What follows belongs to an exercise in optimizing a design on an open flow for small area and a short achievable clock period; a production flow would make more cautious choices.
Function was checked by simulation only, so behaviour that the tests miss may differ from the original.
Some runs may be left out. An edit can pass the tests and still lose a function that they never use.

==> flow/design.v, too long to show whole: its modules and the start of the top module <==
// module dit_fft_8: 3087 lines
// module fa: 6 lines
// module pfx_16_0_bk: 71 lines
// module pfx_24_8_ks: 193 lines
module dit_fft_8(clk,reset,mode,x,y);
  // ...
==> flow/flow/run.sh <==
#!/bin/bash
# Layout: the standard flow's own flow (standard.sh, which runs the standard synthesis and
# ORFS from floorplan to finish) with two changes to how the layout is made:
# the port buffers are sky130_fd_sc_hd__buf_2 cells rather than ORFS's default
# choice, and timing repair aims for a setup slack margin of SETUP_MARGIN ns.
# The clock period and constraints are the standard flow's.  make's output goes to
# standard_flow.log here; ORFS keeps each step's log under orfs/logs/.
set -euo pipefail
SETUP_MARGIN=6
bash standard.sh "BUFFER_PORTS_ARGS=-buffer_cell sky130_fd_sc_hd__buf_2" \
  "SETUP_SLACK_MARGIN=$SETUP_MARGIN" finish > standard_flow.log 2>&1
==> flow/standard.sh <==
#!/bin/bash
# synth_recipe.tcl (not shown) runs the flow's synth.tcl, then flattens the netlist and writes it again
# the make line also repeats each setting of config.mk as NAME=value (left out here)
make -C /OpenROAD-flow-scripts/flow DESIGN_CONFIG=/design/flow/config.mk WORK_HOME=/design/flow/orfs CLKGATE_MAP_FILE= SYNTH_SCRIPT=/design/flow/synth_recipe.tcl "${@:-finish}"
==> flow/config.mk <==
export PLATFORM = sky130hd
export DESIGN_NAME = dit_fft_8
export DESIGN_NICKNAME = dit_fft_8
export VERILOG_FILES = /design/flow/design.v
export SDC_FILE = /design/flow/constraint.sdc
export NUM_CORES = 4
export LEC_CHECK = 0
export CAP_MARGIN = 20
export CORE_MARGIN = 2
export CORE_UTILIZATION = 40
export SLEW_MARGIN = 20
export SYNTH_HIERARCHICAL = 1
export SYNTH_MINIMUM_KEEP_SIZE = 0
==> flow/constraint.sdc <==
create_clock -name core_clock -period 12.0 [get_ports {clk}]
set_input_delay 2.4000 -clock core_clock [delete_from_list [all_inputs] [get_ports {clk}]]
set_output_delay 2.4000 -clock core_clock [all_outputs]
set_load 0.01 [all_outputs]
Run 1, final layout:
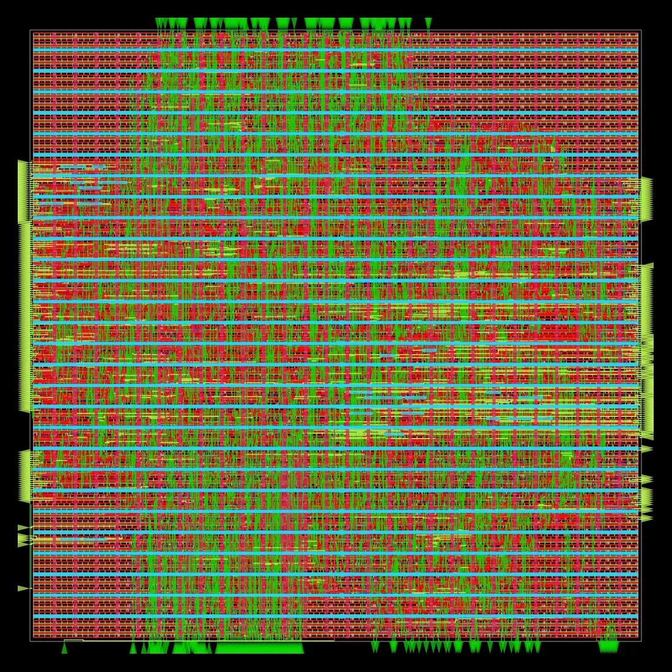
post-route standard cell area excluding fillers: 68300 sq um
aggregate routed wire length: 195 mm
count of placed standard cells in the final layout, fillers left out: 8092
FP Rows: 144

Run 1, placement density heat map:
Scale: 1 px per um. 40 x 40 tiles, from dark purple (low) to yellow (high), 0 to 100% covered.
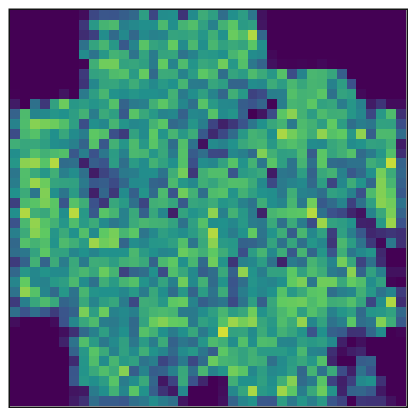
The fullest tile reaches 94%. 5.6% of the tiles are over 75% full. The mean over all tiles is 42%. The emptiest ninth of the die: top right. 16% of the tiles are nearly empty.
initial cell density of the core: 0.401
core footprint: 154000 sq um
Final Core Density: 0.445

Run 1, clock distribution:
Scale: 1.5 px per um.
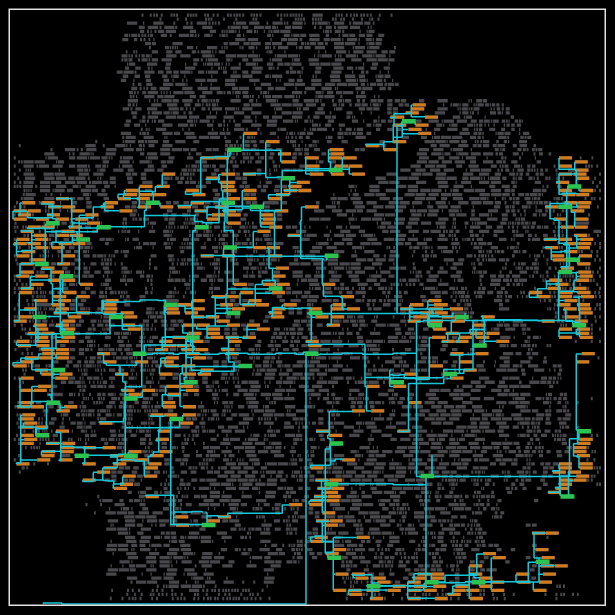
Key: clock wires = cyan [length 7830 um]; clock drivers = green [count 55]; flip-flops = orange [count 512]
There are 56 routed clock nets.
post-route clock skew: 0.0466 ns
insertion delay to the later sink of the worst-skew pair: 0.69 ns

Run 1, close-up of the layout:
Window x 89 to 109, y 287 to 307 um. Cells in gray, sequential cells in the stronger gray; small squares are vias.
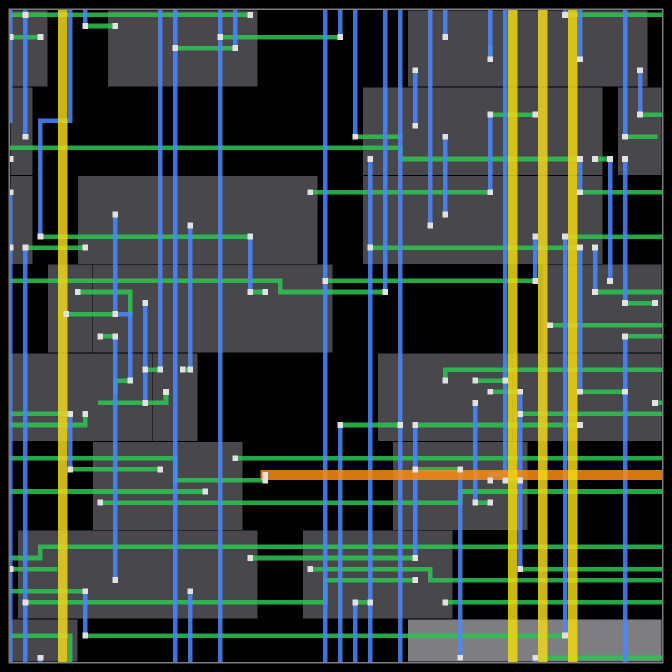
Key: metal 4 = yellow; metal 1 = green; metal 3 = orange; metal 2 = blue
Sequential cells in the window: 0. 18 logic cells have their middle in the window. Most frequent: fa_1 (7), ha_1 (5).

==> parameters.txt, run 1 <==
Parameter                              Value

Clock tree
  Cts hold-fix bufs    0
  Htree depth    2
  Clock Tree Buf Depth    3
  Clk slew on worst S/H paths    0.07 ns
  TritonCTS clock tree    done
  CTS buffer count    55
  Number of clock sinks    512
  Root cell of the clock tree    sky130_fd_sc_hd__clkbuf_16

Die
  Area enclosed by the die boundary    157000 sq um
  I/O pin cnt    515
  Die outline width    396 um
  Vertical die dimension    396 um
  Tap cell count    2044

Cells and area
  Number of diodes    23
  Commonest non-fill, non-tap cell in the layout    sky130_fd_sc_hd__fa_1
  Fin nets    7987
  Count of multi-input gates    4123
  Inverters, non-clock    759
  Share of cells above drive strength 1    0.192
  Fill cell count    14598
  Seq cells    512
  Register area    12900 sq um
  Synthesis-to-layout area growth    10.8%
  Area-dominant class    multi-input combinational cells
  Most used cells in the layout excluding fill and tap cells    sky130_fd_sc_hd__fa_1 (922), sky130_fd_sc_hd__ha_1 (821), sky130_fd_sc_hd__inv_1 (757)
  Area taken by multi-input logic gates    45200 sq um
  # clk buffers    76
  Fraction of area in clock buffers and inverters    0.0288
  Fraction of standard cell area in multi-input logic    0.662
  Fraction of area in registers    0.188
  Count of non-CTS buffers in the layout    530
  Proportion of final cell area spent on non-clock buffers    0.0403

Route
  DRC violations left    0
  Number of optimization iterations in the first detailed-route pass    5
  Starting DRC count in detailed routing    2668
  Post-DR vias/cell    5.13
  Number of routed nets with antenna violations    0
  Total number of vias    41496
  Routed wire length per instance    24.1 um

Setup path
  Worst path buffer plus inverter count    0
  Critical path's largest stage delay    0.56 ns
  Critical Path Source Type    flip-flop
  Cell type of the slowest stage on the worst timing path    sky130_fd_sc_hd__fa_1
  Top Family by Delay on Critical Path    adder cells
  Setup slack on the worst flop-to-flop path    6.19 ns
  Signal arrival time at the worst endpoint    6.37 ns
  Biggest fanout along the worst timing path    6
  Cells along the critical path    fa_1 -> fa_1 -> fa_1 -> fa_1 -> fa_1 -> fa_1 -> ha_1 -> a21oi_1 -> o221ai_2 -> a21oi_4 -> o21ai_4 -> or4b_1 -> nand4_1 -> nand2_1 -> o21ai_0
  Cell seen most often among critical-path stages    sky130_fd_sc_hd__fa_1
  Critical path depth in cells    15
  Count of cells along the worst register-to-register path    15
  Critical path type    flip-flop to flip-flop
  Crit. End Element    flip-flop
  Required time at the endpoint of the critical path    12.55 ns

GRT
  Pin count of the biggest net entering global routing    186
  Initial antenna violation count    59
  Via count of the first global-routing pass    43805
  Global-route wire length before repair    287 mm
  Remaining Overflow, GRT    0
  Total track usage    0.249

STA
  Portion of the clock cycle consumed by the worst path in the final layout    0.484
  Actual slew at the worst max-slew pin    1.10 ns
  Slew Limit Headroom    0.265
  Count of endpoints failing setup in the final report    0
  Achievable Freq    172 MHz
  Endpoints failing hold    0
  Setup repair after global routing missed its margin    no
  Minimum clock period    5.81 ns
  Total Neg Setup Slack    0 ns
  Max Transition Viols Final    0

Placement
  Final HPWL DP    171 mm
  Port buffer count    514
  Routability-driven placement congestion ratio    0.977

Logic synthesis
  Number of instances in the synthesized netlist    5481
  Mapped cell area    61600 sq um
  Total nets after synthesis    7487
  Warnings, synthesis    7
  Post-synthesis area per instance    11.2 sq um

Flow run
  # Max-Cap Violations    0

Outcome
  Status  no timing/DRC/antenna violations

Hold path
  Number of cells traversed by the worst hold path    2
  HP Class    flip-flop to flip-flop
==> run 1: what timing repair did <==
action / in CTS / in global routing
buffers inserted: 0 / 6
gates resized for setup: 12 / 44
setup endpoints to repair: 24 / 53
pin swaps: 0 / 2
==> run 1: per-stage QoR <==
stage / cell area (sq um) / cells / setup WS, ns / hold slack [ns]
after floorplan: 61600 / 5481 / 2.65 / 0.563
after global placement: 66000 / 7962 / 5.66 / 0.636
after detailed placement: 66000 / 7962 / 5.64 / 0.627
after CTS: 68000 / 8063 / 6.00 / 0.637
after global routing: 68300 / 8081 / 6.00 / 0.677
final: 68300 / 8092 / 6.19 / 0.637
==> run 1: routing by layer <==
layer | share of wire | global-route usage | wire length [um]
met1 | 0.44 | 0.347 | 86600
met5 | 0.0013 | 0 | 260
met2 | 0.47 | 0.403 | 90800
met3 | 0.059 | 0.0407 | 11500
met4 | 0.029 | 0.0631 | 5700
## Run 2: large edit since run 1, in outline
flow/design.v: 3358 -> 3279 lines; modules unchanged: 3
  dit_fft_8: edited, 3087 -> 3008 lines
--- a/flow/config.mk
+++ b/flow/config.mk
@@ -8,5 +8,5 @@
 export CAP_MARGIN = 20
 export CORE_MARGIN = 2
-export CORE_UTILIZATION = 40
+export CORE_UTILIZATION = 55
 export SLEW_MARGIN = 20
 export SYNTH_HIERARCHICAL = 1
Run 2, close-up of the layout:
Window x 72 to 92, y 237 to 257 um. Cells in gray, sequential cells in the stronger gray; small squares are vias.
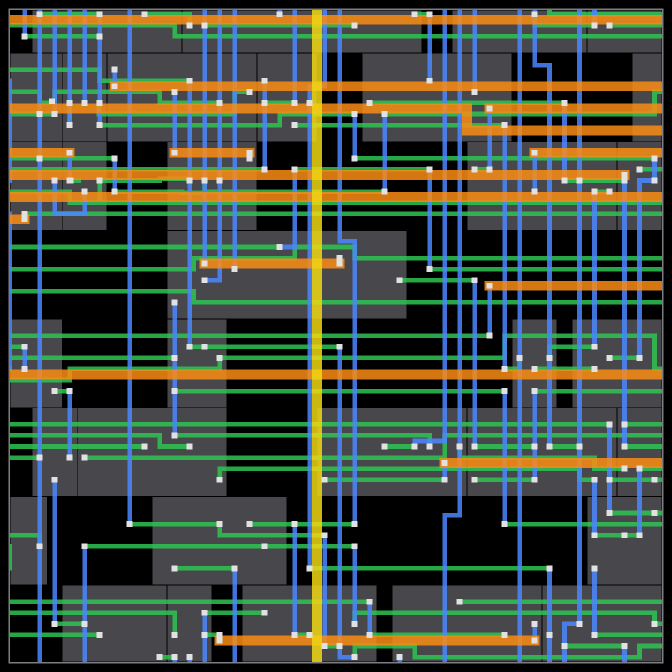
Key: metal 4 = yellow; metal 2 = blue; metal 1 = green; metal 3 = orange
Most frequent: ha_1 (7), a21oi_1 (5), nor2_1 (5). Sequential cells in the window: 0. 26 logic cells have their middle in the window.

Run 2, placement density heat map:
Scale: 1 px per um. 33 x 33 tiles, from dark purple (low) to yellow (high), 0 to 100% covered.
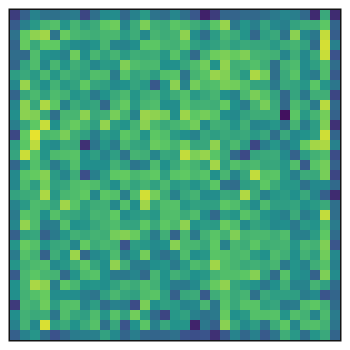
The fullest tile reaches 97%. 11% of the tiles are over 75% full. The mean over all tiles is 57%.

==> run 2 against run 1 <==
  * Global-route usage increased by 8.3 points
  * Routed wire length is 8.3% lower
  * Synthesized area fell by 5.1%
  * Synthesized cell count hardly changed
  * Maximum frequency increased by 0.18%
  * Sequential cell count down 8
  * Still clean
==> parameters.txt, run 2 <==
Parameter                              Value

Die
  Die outline width    330 um (-17%)
  FP Rows    119 (-17%)
  Core footprint    105000 sq um (-31%)
  Vertical die dimension    330 um (-17%)
  I/O pin cnt    515 (unchanged)

Outcome
  Status  no timing/DRC/antenna violations

Setup path
  Cells along the critical path    fa_1 -> fa_1 -> fa_1 -> fa_1 -> fa_1 -> fa_1 -> inv_1 -> ha_1 -> nand4_1 -> a211oi_2 -> a21oi_4 -> o211ai_1 -> a21oi_1 -> xnor2_1 -> mux2_2
  Cell seen most often among critical-path stages    sky130_fd_sc_hd__fa_1
  Setup slack on the worst flop-to-flop path    6.20 ns (about the same)
  Crit. End Element    flip-flop
  Critical path depth in cells    15 (unchanged)
  Critical path's largest stage delay    0.58 ns (+0.02 ns)
  Critical path type    flip-flop to flip-flop
  Count of cells along the worst register-to-register path    15 (unchanged)

Route
  Number of optimization iterations in the first detailed-route pass    7 (+2)
  Wire length the detailed router placed on met1    78.5 mm (-9.4%)
  Starting DRC count in detailed routing    2814 (+5.5%)
  Aggregate routed wire length    179 mm (-8.3%)
  DRC violations left    0 (unchanged)
  Number of routed nets with antenna violations    0 (unchanged)

Logic synthesis
  Number of instances in the synthesized netlist    5477 (-0.073%)
  Total nets after synthesis    7231 (-3.4%)
  Warnings, synthesis    7 (unchanged)
  Post-synthesis area per instance    10.7 sq um (-5.1%)

Placement
  Routability-driven placement congestion ratio    0.980 (+0.33%)
  Port buffer count    514 (unchanged)
  Final HPWL DP    157 mm (-8.6%)

Clock tree
  Root cell of the clock tree    sky130_fd_sc_hd__clkbuf_16
  Htree depth    2 (unchanged)
  Clk slew on worst S/H paths    0.06 ns (about the same)
  Number of clock sinks    504 (-1.6%)
  Insertion delay to the later sink of the worst-skew pair    0.68 ns (about the same)
  Clock Tree Buf Depth    3 (unchanged)

GRT
  Global-route wire length before repair    265 mm (-7.5%)
  Pin count of the biggest net entering global routing    187 (+0.54%)
  Via count of the first global-routing pass    42616 (-2.7%)

STA
  Post-route clock skew    0.0425 ns (-0.00411 ns)
  Max Transition Viols Final    0 (unchanged)
  Minimum clock period    5.80 ns (-0.0104 ns)
  Count of endpoints failing setup in the final report    0 (unchanged)
  Actual slew at the worst max-slew pin    1.01 ns (-0.0917 ns)
  Slew Limit Headroom    0.326 (+0.0611)
  Setup repair after global routing missed its margin    no

Cells and area
  Fin nets    7724 (-3.3%)
  Post-route standard cell area excluding fillers    64100 sq um (-6.2%)
Run 2, cells by drive strength:
Scale: 1.5 px per um.
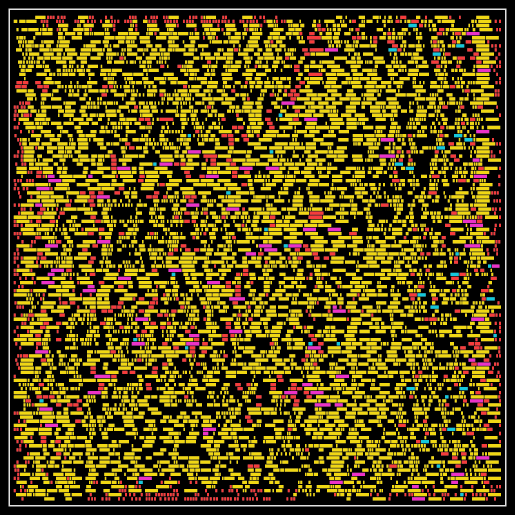
Key: _6 and larger = magenta [cells 78]; _0 and _1 cells = yellow [cells 4947]; _3 and _4 cells = cyan [cells 37]; _2 cells = red [cells 952]

[run 2: layout make-up]
cell class                 count  area [sq um]  share of cell area
tap                         1391          1740              0.0272
antenna                       12          30.0            0.000469
inverter                     656          2470              0.0385
timing repair buffer         524          2700              0.0421
multi-input combinational   4227         42600               0.665
sequential                   504         12600               0.197
clock inverter                28           328             0.00512
clock buffer                  75          1570              0.0246
[run 2: through the flow]
| stage | hold WS (ns) | utilization | std cells |
|---|---|---|---|
| floorplan | 0.684 | - | 5477 |
| global placement | 0.785 | 0.590 | 7302 |
| detailed placement | 0.775 | 0.590 | 7302 |
| CTS | 0.802 | 0.608 | 7405 |
| global route | 0.855 | 0.608 | 7406 |
| finish | 0.797 | 0.609 | 7417 |
## Run 3: what changed since run 2
--- a/flow/flow/run.sh
+++ b/flow/flow/run.sh
@@ -7,5 +7,5 @@
 # standard_flow.log here; ORFS keeps each step's log under orfs/logs/.
 set -euo pipefail
-SETUP_MARGIN=6
+SETUP_MARGIN=6.5
 bash standard.sh "BUFFER_PORTS_ARGS=-buffer_cell sky130_fd_sc_hd__buf_2" \
   "SETUP_SLACK_MARGIN=$SETUP_MARGIN" finish > standard_flow.log 2>&1
Run 3, clock distribution:
Scale: 1.5 px per um.
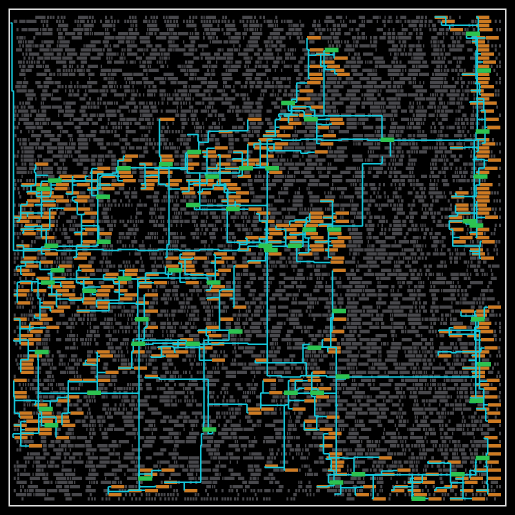
Key: clock wires = cyan [length 7330 um]; flip-flops = orange [count 504]; clock drivers = green [count 57]
Position of the flops: all over the die.
insertion delay to the later sink of the worst-skew pair: 0.68 ns
post-route clock skew: 0.0395 ns

Run 3, cells by drive strength:
Scale: 1.5 px per um.
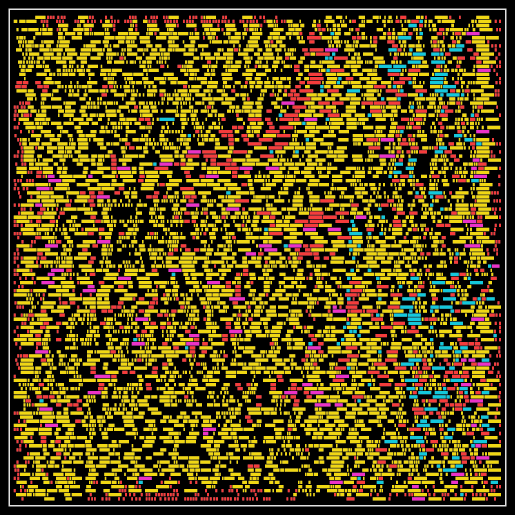
Key: _3 and _4 cells = cyan [cells 190]; _6 and larger = magenta [cells 84]; _2 cells = red [cells 1125]; _0 and _1 cells = yellow [cells 4703]
count of non-CTS buffers in the layout: 612
PnR worst setup slack: 6.45 ns
synthesis-to-layout area growth: 13.2%
post-route standard cell area excluding fillers: 66100 sq um

==> run 3 against run 2 <==
  * Utilization increased by 2.0 points
  * Sequential share of layout area is 0.54 points lower
  * Global-route usage up 0.14 points
  * First-iteration DRC count shrank 0.64%
  * Synthesized cell count unchanged
  * Setup slack improved by 0.26 ns
==> parameters.txt, run 3 <==
Parameter                              Value

Hold path
  HP Class    flip-flop to flip-flop
  Number of cells traversed by the worst hold path    4

Clock tree
  CTS buffer count    57
  TritonCTS clock tree    done
  Clock Tree Buf Depth    3 (unchanged)
  Cts hold-fix bufs    0
  Clk slew on worst S/H paths    0.06 ns (about the same)
  Root cell of the clock tree    sky130_fd_sc_hd__clkbuf_16
  Htree depth    2 (unchanged)
  Number of clock sinks    504 (unchanged)

Cells and area
  Max FFs per register    256
  Final Core Density    0.628 (+0.0196)
  Commonest non-fill, non-tap cell in the layout    sky130_fd_sc_hd__ha_1
  Count of placed standard cells in the final layout, fillers left out    7502 (+1.1%)
  Fin nets    7812 (+1.1%)
  Share of cells above drive strength 1    0.229
  Most used cells in the layout excluding fill and tap cells    sky130_fd_sc_hd__ha_1 (748), sky130_fd_sc_hd__inv_1 (646), sky130_fd_sc_hd__fa_1 (643)

Route
  Aggregate routed wire length    181 mm (+1.3%)
  Post-DR vias/cell    5.60
  Routed wire length per instance    24.1 um
  Starting DRC count in detailed routing    2796 (-0.64%)
  Routed length on met2    85.8 mm
  Wire length the detailed router placed on met1    78.5 mm (about the same)
  Number of optimization iterations in the first detailed-route pass    7 (unchanged)
  Top layer reached by signal wires    met5
  Number of routed nets with antenna violations    0 (unchanged)
  Met3 wire length    11.4 mm
  DRC violations left    0 (unchanged)
  Total number of vias    42030

STA
  Actual slew at the worst max-slew pin    1.01 ns (-0.00280 ns)
  Endpoints failing hold    0
  Max Transition Viols Final    0 (unchanged)
  Minimum clock period    5.55 ns (-0.255 ns)
  Count of endpoints failing setup in the final report    0 (unchanged)
  Setup repair after global routing missed its margin    yes
  Portion of the clock cycle consumed by the worst path in the final layout    0.462
  Achievable Freq    180 MHz
  Slew Limit Headroom    0.328 (+0.00187)
  Total Neg Setup Slack    0 ns

Outcome
  Status  no timing/DRC/antenna violations

Placement
  Routability-driven placement congestion ratio    0.980 (unchanged)
  Placed instance count    7302 (unchanged)
  Port buffer count    514 (unchanged)
  Final HPWL DP    157 mm (unchanged)

Setup path
  Cells along the critical path    fa_1 -> fa_1 -> fa_2 -> fa_2 -> fa_1 -> fa_2 -> ha_4 -> nand4_1 -> a211oi_2 -> a21oi_4 -> o211ai_1 -> xor2_1 -> buf_4 -> nand2_1 -> o21ai_0
  Required time at the endpoint of the critical path    12.56 ns
  Count of cells along the worst register-to-register path    15 (unchanged)
  Worst path buffer plus inverter count    1
  Signal arrival time at the worst endpoint    6.10 ns
  Critical path's largest stage delay    0.59 ns (about the same)
  Top Family by Delay on Critical Path    adder cells
  Setup slack on the worst flop-to-flop path    6.45 ns (+0.26 ns)
  Biggest fanout along the worst timing path    5
  Critical path type    flip-flop to flip-flop
  Cell type of the slowest stage on the worst timing path    sky130_fd_sc_hd__fa_1
  Crit. End Element    flip-flop
  Critical path depth in cells    15 (unchanged)
  Critical Path Source Type    flip-flop

Die
  Area enclosed by the die boundary    109000 sq um
  Initial cell density of the core    0.555
  Core footprint    105000 sq um (unchanged)

Logic synthesis
  Number of instances in the synthesized netlist    5477 (unchanged)
  Warnings, synthesis    7 (unchanged)
  Total nets after synthesis    7231 (unchanged)
  Post-synthesis area per instance    10.7 sq um (unchanged)
  Mapped cell area    58400 sq um

GRT
  Global-route wire length before repair    267 mm (+0.46%)
  Met1 usage in global routing    0.463
  Met2 layer usage reported by global route    0.549
  Remaining Overflow, GRT    0
  Pin count of the biggest net entering global routing    187 (unchanged)
  Initial antenna violation count    18
  Layer with the highest usage    met2
  Total track usage    0.333
  Via count of the first global-routing pass    42851 (+0.55%)
  Met3 usage    0.0474

Flow run
  # Max-Cap Violations    0
Run 3, final layout:
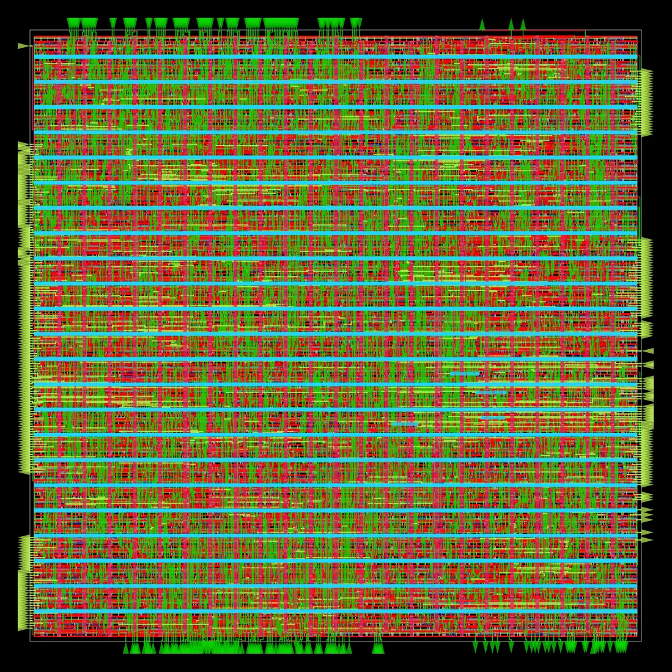
I/O pin cnt: 515
vertical die dimension: 330 um
FP Rows: 119
die outline width: 330 um

run 3: metrics by stage:
stage               area [sq um]  worst slack, ns  hold slack, ns
floorplan                  58400             2.76           0.684
global placement           62100             6.07           0.785
detailed placement         62100             6.04           0.775
CTS                        64600             6.46           0.802
global route               66100             6.31           0.855
finish                     66100             6.45           0.797
run 3: cell type report:
class,instances,area (sq um)
diodes,9,22.5
clock buffers,75,1570
clock inverters,28,328
fillers,8764,39100
inverters,656,2470
multi-input cells,4227,43900
flip-flops and latches,504,12700
well taps,1391,1740
repair buffers,612,3400
run 3: timing repair:
action	in CTS	in global routing
gates resized for setup	96	252
pin swaps	30	91
buffers inserted	31	57
setup endpoints to repair	108	112
gates cloned	0	0
## Run 4: what changed since run 3
--- a/flow/config.mk
+++ b/flow/config.mk
@@ -12,2 +12,3 @@
 export SYNTH_HIERARCHICAL = 1
 export SYNTH_MINIMUM_KEEP_SIZE = 0
+export TNS_END_PERCENT = 50
Run 4, final layout:
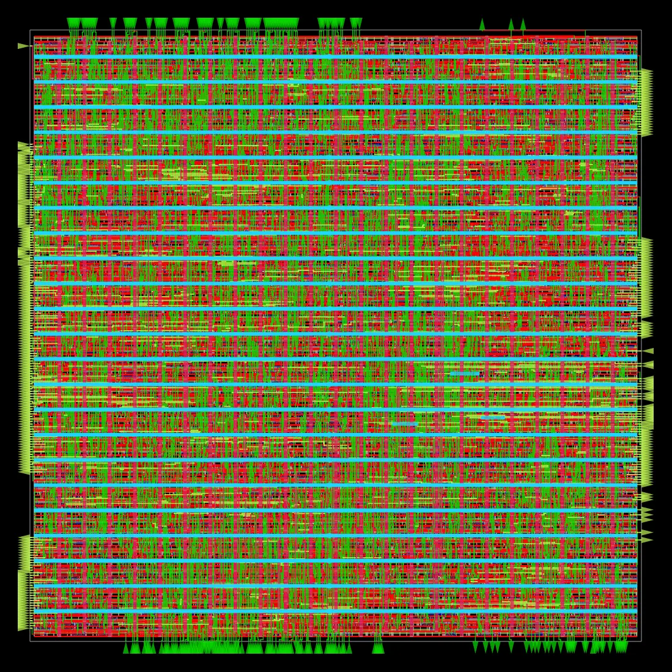
count of placed standard cells in the final layout, fillers left out: 7519
aggregate routed wire length: 181 mm
area enclosed by the die boundary: 109000 sq um
post-route standard cell area excluding fillers: 66000 sq um

Run 4, placement density heat map:
Scale: 1 px per um. 33 x 33 tiles, from dark purple (low) to yellow (high), 0 to 100% covered.
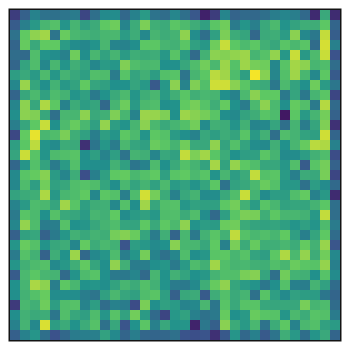
14% of the tiles are over 75% full. The mean over all tiles is 59%. The fullest tile reaches 99%.
initial cell density of the core: 0.555
Final Core Density: 0.627

==> run 4 against run 3 <==
  * Global-route usage about the same
  * Via count about the same
  * Sequential share of layout area about the same
  * Synthesized area unchanged
  * Utilization decreased by 0.12 points
  * First-iteration DRC count increased by 1.0%
  * Setup slack improved by 0.030 ns
  * Clock skew about the same
==> parameters.txt, run 4 <==
Parameter                              Value

Outcome
  Status  no timing/DRC/antenna violations

Route
  Number of optimization iterations in the first detailed-route pass    6 (-1)
  Number of routed nets with antenna violations    0 (unchanged)
  Met3 wire length    11.3 mm (-1.5%)
  DRC violations left    0 (unchanged)
  Routed wire length per instance    24.1 um (-0.33%)
  Wire length the detailed router placed on met1    78.7 mm (+0.31%)

STA
  Count of endpoints failing setup in the final report    0 (unchanged)
  Slew Limit Headroom    0.321 (-0.00715)
  Total Neg Setup Slack    0 ns (unchanged)
  Minimum clock period    5.52 ns (-0.0296 ns)
  Endpoints failing hold    0 (unchanged)
  Setup repair after global routing missed its margin    yes

Clock tree
  Insertion delay to the later sink of the worst-skew pair    0.68 ns (about the same)
  Number of clock sinks    504 (unchanged)
  TritonCTS clock tree    done
  Clk slew on worst S/H paths    0.06 ns (about the same)
  Root cell of the clock tree    sky130_fd_sc_hd__clkbuf_16

Setup path
  Critical path depth in cells    17 (+2)
  Top Family by Delay on Critical Path    adder cells
  Biggest fanout along the worst timing path    6 (+1)
  Crit. End Element    flip-flop
  Critical Path Source Type    flip-flop
  Count of cells along the worst register-to-register path    17 (+2)
  Signal arrival time at the worst endpoint    6.06 ns (-0.04 ns)
  Cells along the critical path    buf_4 -> fa_1 -> fa_1 -> fa_1 -> fa_2 -> fa_2 -> fa_1 -> inv_1 -> ha_1 -> a21oi_2 -> o211ai_1 -> a21oi_1 -> o21ai_4 -> buf_4 -> o311ai_4 -> nand2_2 -> o21a_1

Logic synthesis
  Warnings, synthesis    7 (unchanged)
  Number of instances in the synthesized netlist    5477 (unchanged)

Placement
  Cell Area, Placed    62100 sq um (unchanged)
  Placed instance count    7302 (unchanged)
  Worst slack, placed    6.04 ns (unchanged)

Hold path
  Number of cells traversed by the worst hold path    4 (unchanged)

GRT
  Met3 usage    0.0474 (unchanged)
  Total track usage    0.333 (about the same)
  Pin count of the biggest net entering global routing    187 (unchanged)
  Met2 layer usage reported by global route    0.549 (about the same)

Cells and area
  Fin nets    7827 (+0.19%)
  Commonest non-fill, non-tap cell in the layout    sky130_fd_sc_hd__ha_1
Run 4, clock distribution:
Scale: 1.5 px per um.
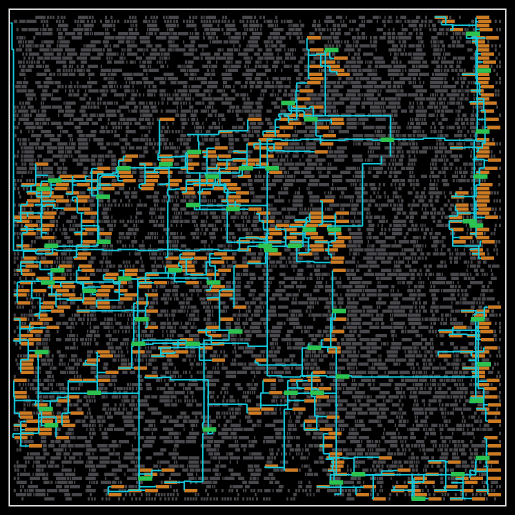
Key: clock wires = cyan [length 7320 um]; clock drivers = green [count 57]; flip-flops = orange [count 504]
There are 58 routed clock nets.
post-route clock skew: 0.0394 ns

==> run 4: worst min-delay path, cell delays in order (launching register included) <==
cell and delay, ns:
sky130_fd_sc_hd__dfrtp_1 0.35, sky130_fd_sc_hd__ha_1 0.18, sky130_fd_sc_hd__xnor2_1 0.10, sky130_fd_sc_hd__inv_1 0.05, sky130_fd_sc_hd__o21ai_0 0.07
==> run 4: repair_timing <==
item,in CTS,in global routing
setup buffers,30,73
setup endpoints to repair,108,112
pin swaps,26,72
resized for setup,88,227
==> run 4: layout make-up <==
cell class,instances,area [sq um]
tap,1391,1740
inverter,656,2470
clock inverter,28,328
fill,8782,39300
sequential,504,12700
multi-input combinational,4227,43700
timing repair buffer,627,3490
clock buffer,75,1570
antenna,11,27.5

what the ideal ports hide:
How much do the figures lean on ideal ports? The routed layouts below were timed once more, with nothing changed but the port constraints. Step 1, drivers: a clkbuf_16 drives clk and a buf_2 each remaining input, both assumed. Step 2 adds t to the input delays and takes it off the output delays; t is the mean of the earliest and latest rising clock arrival at the registers after step 1. Input paths then give back, and output paths get back, about the clock's delay inside the block. Slacks: no drivers / after step 1 / after step 2; pairs: no drivers / after step 1.
| run | t, ns | setup WS [ns] | hold WS [ns] | clock arrival spread, ns | cell pins on the clock port's net |
|---|---|---|---|---|---|
| run 1 | 0.734 | 6.186 / 6.186 / 5.906 | 0.637 / 0.637 / 0.637 | 0.047 / 0.046 | 1 |
| run 2 | 0.738 | 6.197 / 6.197 / 5.945 | 0.797 / 0.797 / 0.797 | 0.044 / 0.044 | 1 |
| run 3 | 0.738 | 6.452 / 6.452 / 5.890 | 0.797 / 0.797 / 0.797 | 0.041 / 0.041 | 1 |
| run 4 | 0.738 | 6.481 / 6.481 / 5.924 | 0.793 / 0.793 / 0.793 | 0.040 / 0.041 | 1 |
After both steps every run listed still meets setup and hold. The setup slack of run 3, which loses most, moves by 0.000 ns with the drivers and by -0.562 ns with both steps.
